This is an optimization exercise on Yosys and OpenROAD, whose aim is small area and a short achievable clock period, not a production implementation.
At most, simulation tests tie the RTL to the original design; equivalence was not proved.
Not every run is shown, and edits may drop behaviour that the tests do not exercise.
Only the layout flow was run in run 2; the RTL was not checked for function there.

File: flow/config.mk
export PLATFORM = sky130hd
export DESIGN_NAME = P_MUL
export DESIGN_NICKNAME = P_MUL
export VERILOG_FILES = /design/flow/design.v
export SDC_FILE = /design/flow/constraint.sdc
export NUM_CORES = 4
export LEC_CHECK = 0
export CAP_MARGIN = 20
export CORE_MARGIN = 2
export CORE_UTILIZATION = 40
export SLEW_MARGIN = 20
File: flow/constraint.sdc
create_clock -name core_clock -period 9.0 [get_ports {clk}]
set_input_delay 1.8000 -clock core_clock [delete_from_list [all_inputs] [get_ports {clk}]]
set_output_delay 1.8000 -clock core_clock [all_outputs]
set_load 0.01 [all_outputs]
File: flow/design.v
module P_MUL(
	clk,
    rst_n,
    in_1,
    in_2,
    in_3,
    in_4,
    in_valid,
	out_valid,
	out
);
input clk, rst_n, in_valid;
input [46:0] in_1, in_2, in_3, in_4;
output logic out_valid;
output logic [95:0] out;
logic [95:0] next_out;
logic next_out_valid;
logic [47:0] sum_A, sum_B;
logic [47:0] next_sum_A, next_sum_B;
logic stage1_valid, next_stage1_valid; 
logic [31:0] mul_A, mul_B, mul_C, mul_D, mul_E, mul_F, mul_G, mul_H, mul_I;
logic [31:0] next_mul_A, next_mul_B, next_mul_C, next_mul_D, next_mul_E, next_mul_F, next_mul_G, next_mul_H, next_mul_I;
logic stage2_valid, next_stage2_valid;
logic [95:0] sum_C, next_sum_C;
logic stage3_valid, next_stage3_valid;
always_ff @(posedge clk or negedge rst_n) begin
    if(!rst_n) begin
        sum_A        <= 48'd0;
        sum_B        <= 48'd0;
        stage1_valid <= 1'b0;
    end
    else begin
        sum_A        <= next_sum_A;
        sum_B        <= next_sum_B;
        stage1_valid <= next_stage1_valid;
    end
end
always_comb begin
    if(in_valid) begin
        next_sum_A        = in_1 + in_2;
        next_sum_B        = in_3 + in_4;
        next_stage1_valid = 1'b1;
    end
    else begin
        next_sum_A        = 48'd0;
        next_sum_B        = 48'd0;
        next_stage1_valid = 1'b0;
    end
end
always_ff @(posedge clk or negedge rst_n) begin
    if(!rst_n) begin
        mul_A        <= 32'd0;
        mul_B        <= 32'd0;
        mul_C        <= 32'd0;
        mul_D        <= 32'd0;
        mul_E        <= 32'd0;
        mul_F        <= 32'd0;
        mul_G        <= 32'd0;
        mul_H        <= 32'd0;
        mul_I        <= 32'd0;
        stage2_valid <= 1'b0;
    end
    else begin
        mul_A        <= next_mul_A;
        mul_B        <= next_mul_B;
        mul_C        <= next_mul_C;
        mul_D        <= next_mul_D;
        mul_E        <= next_mul_E;
        mul_F        <= next_mul_F;
        mul_G        <= next_mul_G;
        mul_H        <= next_mul_H;
        mul_I        <= next_mul_I;
        stage2_valid <= next_stage2_valid;
    end
end
always_comb begin
    if(stage1_valid) begin
        next_mul_A = sum_A[15:0]  * sum_B[15:0];
        next_mul_B = sum_A[31:16] * sum_B[15:0];
        next_mul_C = sum_A[47:32] * sum_B[15:0];
        next_mul_D = sum_A[15:0]  * sum_B[31:16];
        next_mul_E = sum_A[31:16] * sum_B[31:16];
        next_mul_F = sum_A[47:32] * sum_B[31:16];      
        next_mul_G = sum_A[15:0]  * sum_B[47:32];
        next_mul_H = sum_A[31:16] * sum_B[47:32];
        next_mul_I = sum_A[47:32] * sum_B[47:32];
        next_stage2_valid = 1'b1;
    end
    else begin
        next_mul_A = 32'd0;
        next_mul_B = 32'd0;
        next_mul_C = 32'd0;
        next_mul_D = 32'd0;
        next_mul_E = 32'd0;
        next_mul_F = 32'd0;      
        next_mul_G = 32'd0;
        next_mul_H = 32'd0;
        next_mul_I = 32'd0;
        next_stage2_valid = 1'b0;
    end
end
always_ff @(posedge clk or negedge rst_n) begin
    if(!rst_n) begin
        sum_C        <= 96'd0;
        stage3_valid <= 1'b0;
    end
    else begin
        sum_C        <= next_sum_C;
        stage3_valid <= next_stage3_valid;
    end
end
always_comb begin
    if(stage2_valid) begin
        next_sum_C        = {mul_C, 32'b0} + {mul_B, 16'b0} + mul_A + {mul_F, 48'b0} + {mul_E, 32'b0} + {mul_D, 16'b0} + {mul_I, 64'b0} + {mul_H, 48'b0} + {mul_G, 32'b0};
        next_stage3_valid = 1'b1;
    end
    else begin
        next_sum_C        = 96'd0;
        next_stage3_valid = 1'b0;
    end
end
always_ff @(posedge clk or negedge rst_n) begin
    if(!rst_n) begin
        out       <= 96'd0;
        out_valid <= 1'b0;
    end
    else begin
        out       <= next_out;
        out_valid <= next_out_valid;
    end
end
always_comb begin
    if(stage3_valid) begin
        next_out       = sum_C;
        next_out_valid = 1'b1;
    end
    else begin
        next_out       = 96'd0;
        next_out_valid = 1'b0;
    end
end
endmodule
File: flow/run.sh
#!/bin/bash
# synth_recipe.tcl (not shown) runs the flow's synth.tcl, then flattens the netlist and writes it again
# the make line also repeats each setting of config.mk as NAME=value (left out here)
make -C /OpenROAD-flow-scripts/flow DESIGN_CONFIG=/design/flow/config.mk WORK_HOME=/design/flow/orfs CLKGATE_MAP_FILE= SYNTH_SCRIPT=/design/flow/synth_recipe.tcl finish
Fig. 1: run 1, supply network
Pins as bars on the die edge.
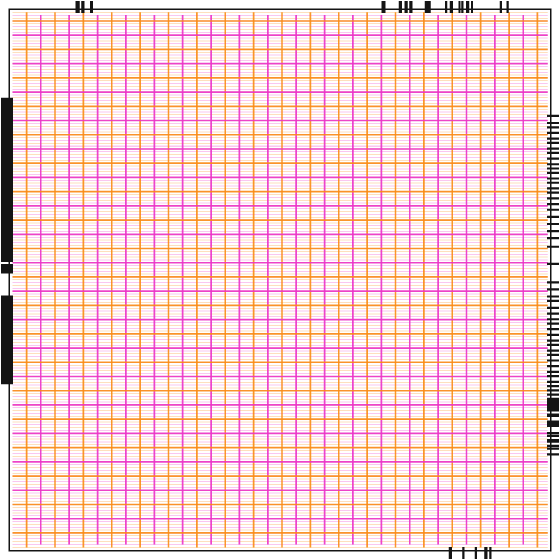
net	color
VSS	orange
VDD	magenta
met4 straps	37
signal pins	288
met1 rails	189
core footprint: 262000 sq um
die width: 516 microns
Chip Height: 516 microns

Fig. 2: run 1, cells colored by class
Fill, decap, tap and diode cells in gray.
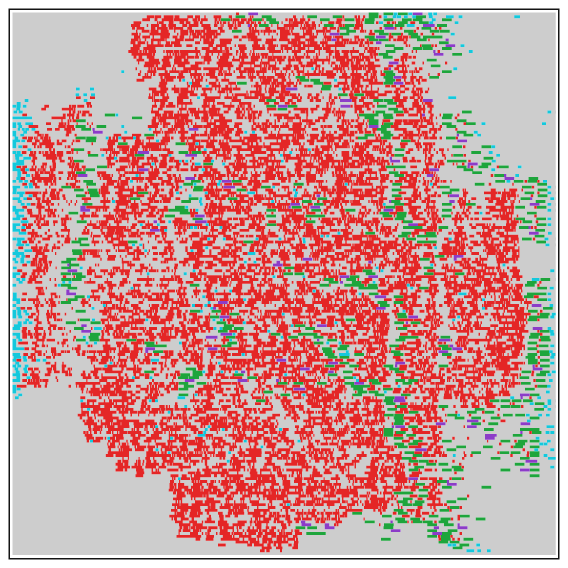
class	color	cells	share of their area
remaining logic cells	red	10312	80%
remaining buffers and delay cells	cyan	484	4.1%
sequential cells	green	580	13%
clock drivers and dummy loads	purple	142	2.5%

Fig. 3: run 1, routed metal, one color a layer
Two of the layers only.
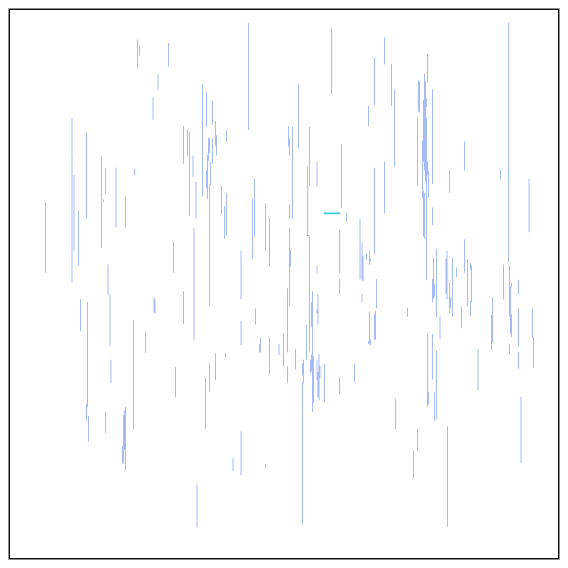
layer	color	wire length
M5	cyan	13.8 microns
M4	blue	7460 microns

==> results.py, run 1 <==
metrics = {
    "setup_path": {
        "crit_arrival_ns": 8.41,
        "crit_path_frequent_cell": "fa_1",
        "crit_buf_inv": 5,
        "worstSetupPathType": "reg2reg",
        "critPathMaxFanout": 22,
        "worstReg2RegEnd": "mul_F[25]",
        "worstSetupStartpointType": "flip-flop",
        "worstPathCellList": "buf_4, buf_4, nand2_1, fa_1, inv_1, fa_1, fa_1, fa_1, fa_1, inv_1, fa_1, inv_1, ha_1, and3_1, nand3_1, a211oi_1, o2111ai_1, a31oi_1, o21ai_0, a21oi_1, a21oi_1, xor2_1, nor2_1",
        "crit_family": "adder cells",
    },
    "sta": {
        "rsz0062_at_grt": "no",
        "slew_headroom_pct": 18.4,
        "max_freq_mhz": 128,
        "finalMaxSlewViolations": 0,
        "hold_ws_ns": 0.443,
    },
    "routing": {
        "wl_per_cell_microns": 21.6,
        "drcViolationCount": 0,
        "via_count": 78900,
        "routed_via_density": 5.24,
        "wl_mm": 326,
        "wl_met2_mm": 139,
        "ant_nets": 0,
    },
    "clocking": {
        "cts_tree": "yes",
        "clkSinkCount": 580,
        "cts_resized": 0,
        "clk_latency_ns": 0.75,
    },
    "global_route": {
        "gr-usage-met2_pct": 37.5,
        "busiest_layer": "met2",
        "grt_pass1_vias": 84800,
        "gr-usage-met1_pct": 36.5,
    },
    "synth": {
        "synth_cells": 11500,
        "yosys-top-cells-area": "fa_1 36%, dfrtp_1 14%, ha_1 14%",
        "synth_top_family_by_area": "adder cells",
        "synth-seq-cells": 580,
        "synth_top_area_cell": "fa_1",
        "synthesis.nets": 14700,
        "ys.warnings.count": 1,
        "yosysSeqAreaShare_pct": 13.8,
        "async_flop_share_pct": 100,
        "ys_top_cells_by_count": "2146 x inv_1, 1877 x fa_1, 1469 x nand2_1, 1220 x and2_1, 1158 x ha_1",
        "synth_compound_area_share_pct": 7.11,
    },
    "run_status": {
        "status": "complete, no violations",
    },
    "worst_hold_path": {
        "hp-start": "sum_C[50]",
        "min_to": "out[50]",
    },
    "final_layout": {
        "clkbuf_count": 99,
        "final_cell_area_sq_um": 115000,
        "multi_input_gates": 8164,
        "final_cells": 15000,
        "regArea_sq_um": 14600,
        "buffer_area_share_pct": 3.92,
        "multi_input_area_share_pct": 70.0,
        "nets": 14700,
        "top_area_cell_class": "multi-input combinational cells",
        "multi_input_area_sq_um": 80300,
        "postLayoutCoreUtil_pct": 43.8,
    },
    "placed_design": {
        "dp_hpwl_mm": 257,
        "placed_cells": 14900,
        "place.gp.congestion": 0.944,
    },
    "floorplanning": {
        "io_pins": 288,
        "taps": 3515,
    },
}
Fig. 4: run 1, finished layout with every layer on
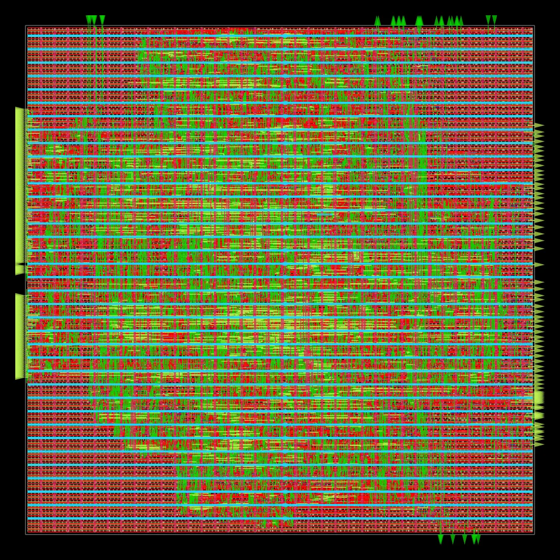

## Run 2: large edit since run 1, in outline
flow/design.v: 142 -> 8467 lines; modules unchanged: 0
  P_MUL: edited, 142 -> 8442 lines
  pm_fa: new, 4 lines
  pm_ha: new, 4 lines
  pm_pgn: new, 4 lines
  pm_pgp: new, 4 lines
  pm_gn: new, 3 lines
  pm_gp: new, 3 lines
  pm_inv: new, 3 lines
==> module pm_pgp as of run 2 <==
module pm_pgp(input ghn, input phn, input gln, input pln, output g, output p);
assign g = ~(ghn & (phn | gln));
assign p = ~(phn | pln);
endmodule
==> module pm_gn as of run 2 <==
module pm_gn(input gh, input ph, input gl, output gn);
assign gn = ~(gh | (ph & gl));
endmodule
==> module pm_gp as of run 2 <==
module pm_gp(input ghn, input phn, input gln, output g);
assign g = ~(ghn & (phn | gln));
endmodule
==> module pm_pgn as of run 2 <==
module pm_pgn(input gh, input ph, input gl, input pl, output gn, output pn);
assign gn = ~(gh | (ph & gl));
assign pn = ~(ph & pl);
endmodule
==> module pm_ha as of run 2 <==
module pm_ha(input a, input b, output s, output co);
assign s = a ^ b;
assign co = a & b;
endmodule
==> module pm_inv as of run 2 <==
module pm_inv(input a, output y);
assign y = ~a;
endmodule
==> module pm_fa as of run 2 <==
module pm_fa(input a, input b, input c, output s, output co);
assign s = a ^ b ^ c;
assign co = (a & b) | (a & c) | (b & c);
endmodule
==> flow/flow/run.sh (new file) <==
#!/bin/bash
# Own layout flow: the standard layout (standard.sh: the standard synthesis
# and ORFS steps, unchanged) with two settings passed through the environment:
#  - the port buffers inserted before global placement are buf_2 cells
#    (every input and output port still gets its own buffer);
set -euo pipefail
export BUFFER_PORTS_ARGS="-buffer_cell sky130_fd_sc_hd__buf_2"
export SETUP_SLACK_MARGIN=5.7
bash standard.sh finish > standard.log 2>&1
==> flow/standard.sh (new file) <==
#!/bin/bash
# synth_recipe.tcl (not shown) runs the flow's synth.tcl, then flattens the netlist and writes it again
# the make line also repeats each setting of config.mk as NAME=value (left out here)
make -C /OpenROAD-flow-scripts/flow DESIGN_CONFIG=/design/flow/config.mk WORK_HOME=/design/flow/orfs CLKGATE_MAP_FILE= SYNTH_SCRIPT=/design/flow/synth_recipe.tcl "${@:-finish}"
--- a/flow/config.mk
+++ b/flow/config.mk
@@ -8,4 +8,6 @@
 export CAP_MARGIN = 20
 export CORE_MARGIN = 2
-export CORE_UTILIZATION = 40
+export CORE_UTILIZATION = 30
+export PLACE_DENSITY = 0.5
 export SLEW_MARGIN = 20
+export SYNTH_HIERARCHICAL = 1
removed: flow/run.sh
Fig. 5: run 2, finished layout with every layer on
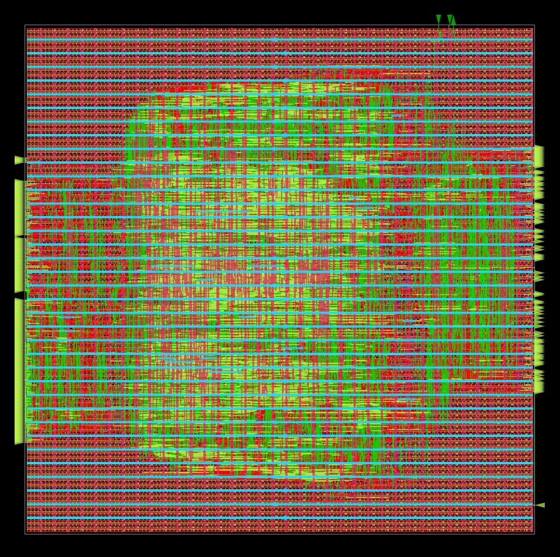
Post-Route WL: 362 mm
Cell Count, Final, Fillers Out: 10500
post-route cell area: 85400 sq um
area of the die: 257000 sq um

Fig. 6: run 2, supply network
Pins as bars on the die edge.
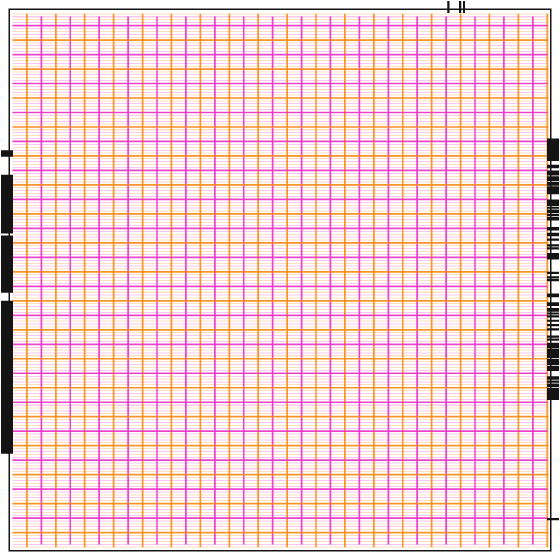
net	color
VSS	orange
VDD	magenta
rows	184
met5 straps	36

==> run 2 against run 1 <==
- still clean
- non-clock buffer count is 75 lower
- global-route usage grew 1.2 points
- final cell count is 30% lower
- first-iteration DRC count up 48%
- critical path type unchanged
- largest cell class unchanged
- highest routed layer unchanged
==> results.py, run 2 <==
metrics = {
    "sta": {
        "max_freq_mhz": 291,
        "rsz0062_at_grt": "yes",
        "slew_headroom_pct": 18.0,
        "finalMaxSlewViolations": 0,
    },
    "floorplanning": {
        "die_h_microns": 507,
        "die_w_microns": 507,
        "core-area_sq_um": 251000,
        "io_pins": 288,
        "taps": 3348,
    },
    "worst_hold_path": {
        "min_to": "r2[12]",
        "hp-start": "r1[18]",
    },
    "global_route": {
        "gr-usage-met1_pct": 35.0,
        "gr-usage-met2_pct": 37.6,
        "busiest_layer": "met2",
    },
    "synth": {
        "synth_cells": 7146,
        "ys_top_cells_by_count": "1275 x xnor2_1, 1128 x a22oi_1, 1108 x fa_1, 834 x dfxtp_1, 419 x nand2_1",
        "synth_top_family_by_area": "adder cells",
        "async_flop_share_pct": 0.477,
        "yosysSeqAreaShare_pct": 22.1,
        "synth_top_area_cell": "fa_1",
        "synthesis.nets": 8672,
    },
    "placed_design": {
        "place.gp.congestion": 0.923,
        "dp_hpwl_mm": 211,
        "placed_cells": 10200,
    },
    "setup_path": {
        "crit_arrival_ns": 4.06,
        "crit_buf_inv": 0,
        "worstSetupStartpointType": "flip-flop",
        "worstReg2RegEnd": "r1[240]",
        "worstPathCellList": "a22oi_1, xnor2_1, fa_1, fa_1, fa_1",
        "worstSetupPathType": "reg2reg",
    },
    "final_layout": {
        "postLayoutCoreUtil_pct": 34.0,
        "buffer_area_share_pct": 3.75,
        "nets": 8552,
        "multi_input_gates": 5376,
        "top_area_cell_class": "multi-input combinational cells",
    },
    "clocking": {
        "clk_latency_ns": 0.77,
        "cts_tree": "yes",
        "clkSinkCount": 838,
    },
    "run_status": {
        "status": "complete, no violations",
    },
    "routing": {
        "routed_via_density": 5.88,
        "via_count": 61500,
        "drcViolationCount": 0,
    },
}

==> static timing again, ports no longer ideal <==
No port has a modelled driver above. Below, the same layouts with a new extraction and two added sets of constraints.
Step 1, drivers: a clkbuf_16 drives clk and a buf_2 each remaining input, both assumed.
Step 2 times the ports against the registers' clock, not the clock port: input delays grow and output delays shrink by t, the midpoint of the rising clock arrivals with the driver on.
Three values: ideal, step 1, step 2; two values: the first two.
| run | t, ns | slack for setup (ns) | hold WS [ns] | worst setup path after step 2 | slew at the worst register clock pin (ns) |
|---|---|---|---|---|---|
| run 1 | 0.825 | 1.172 / 1.172 / 1.172 | 0.443 / 0.443 / 0.443 | register to register | 0.07 / 0.07 |
| run 2 | 0.827 | 5.569 / 5.569 / 4.974 | 0.328 / 0.328 / 0.328 | input to register | 0.07 / 0.07 |
After both steps setup and hold are still met in every run listed. For run 2, which loses most, drivers alone change the setup slack by 0.000 ns; drivers and shift together by -0.595 ns.
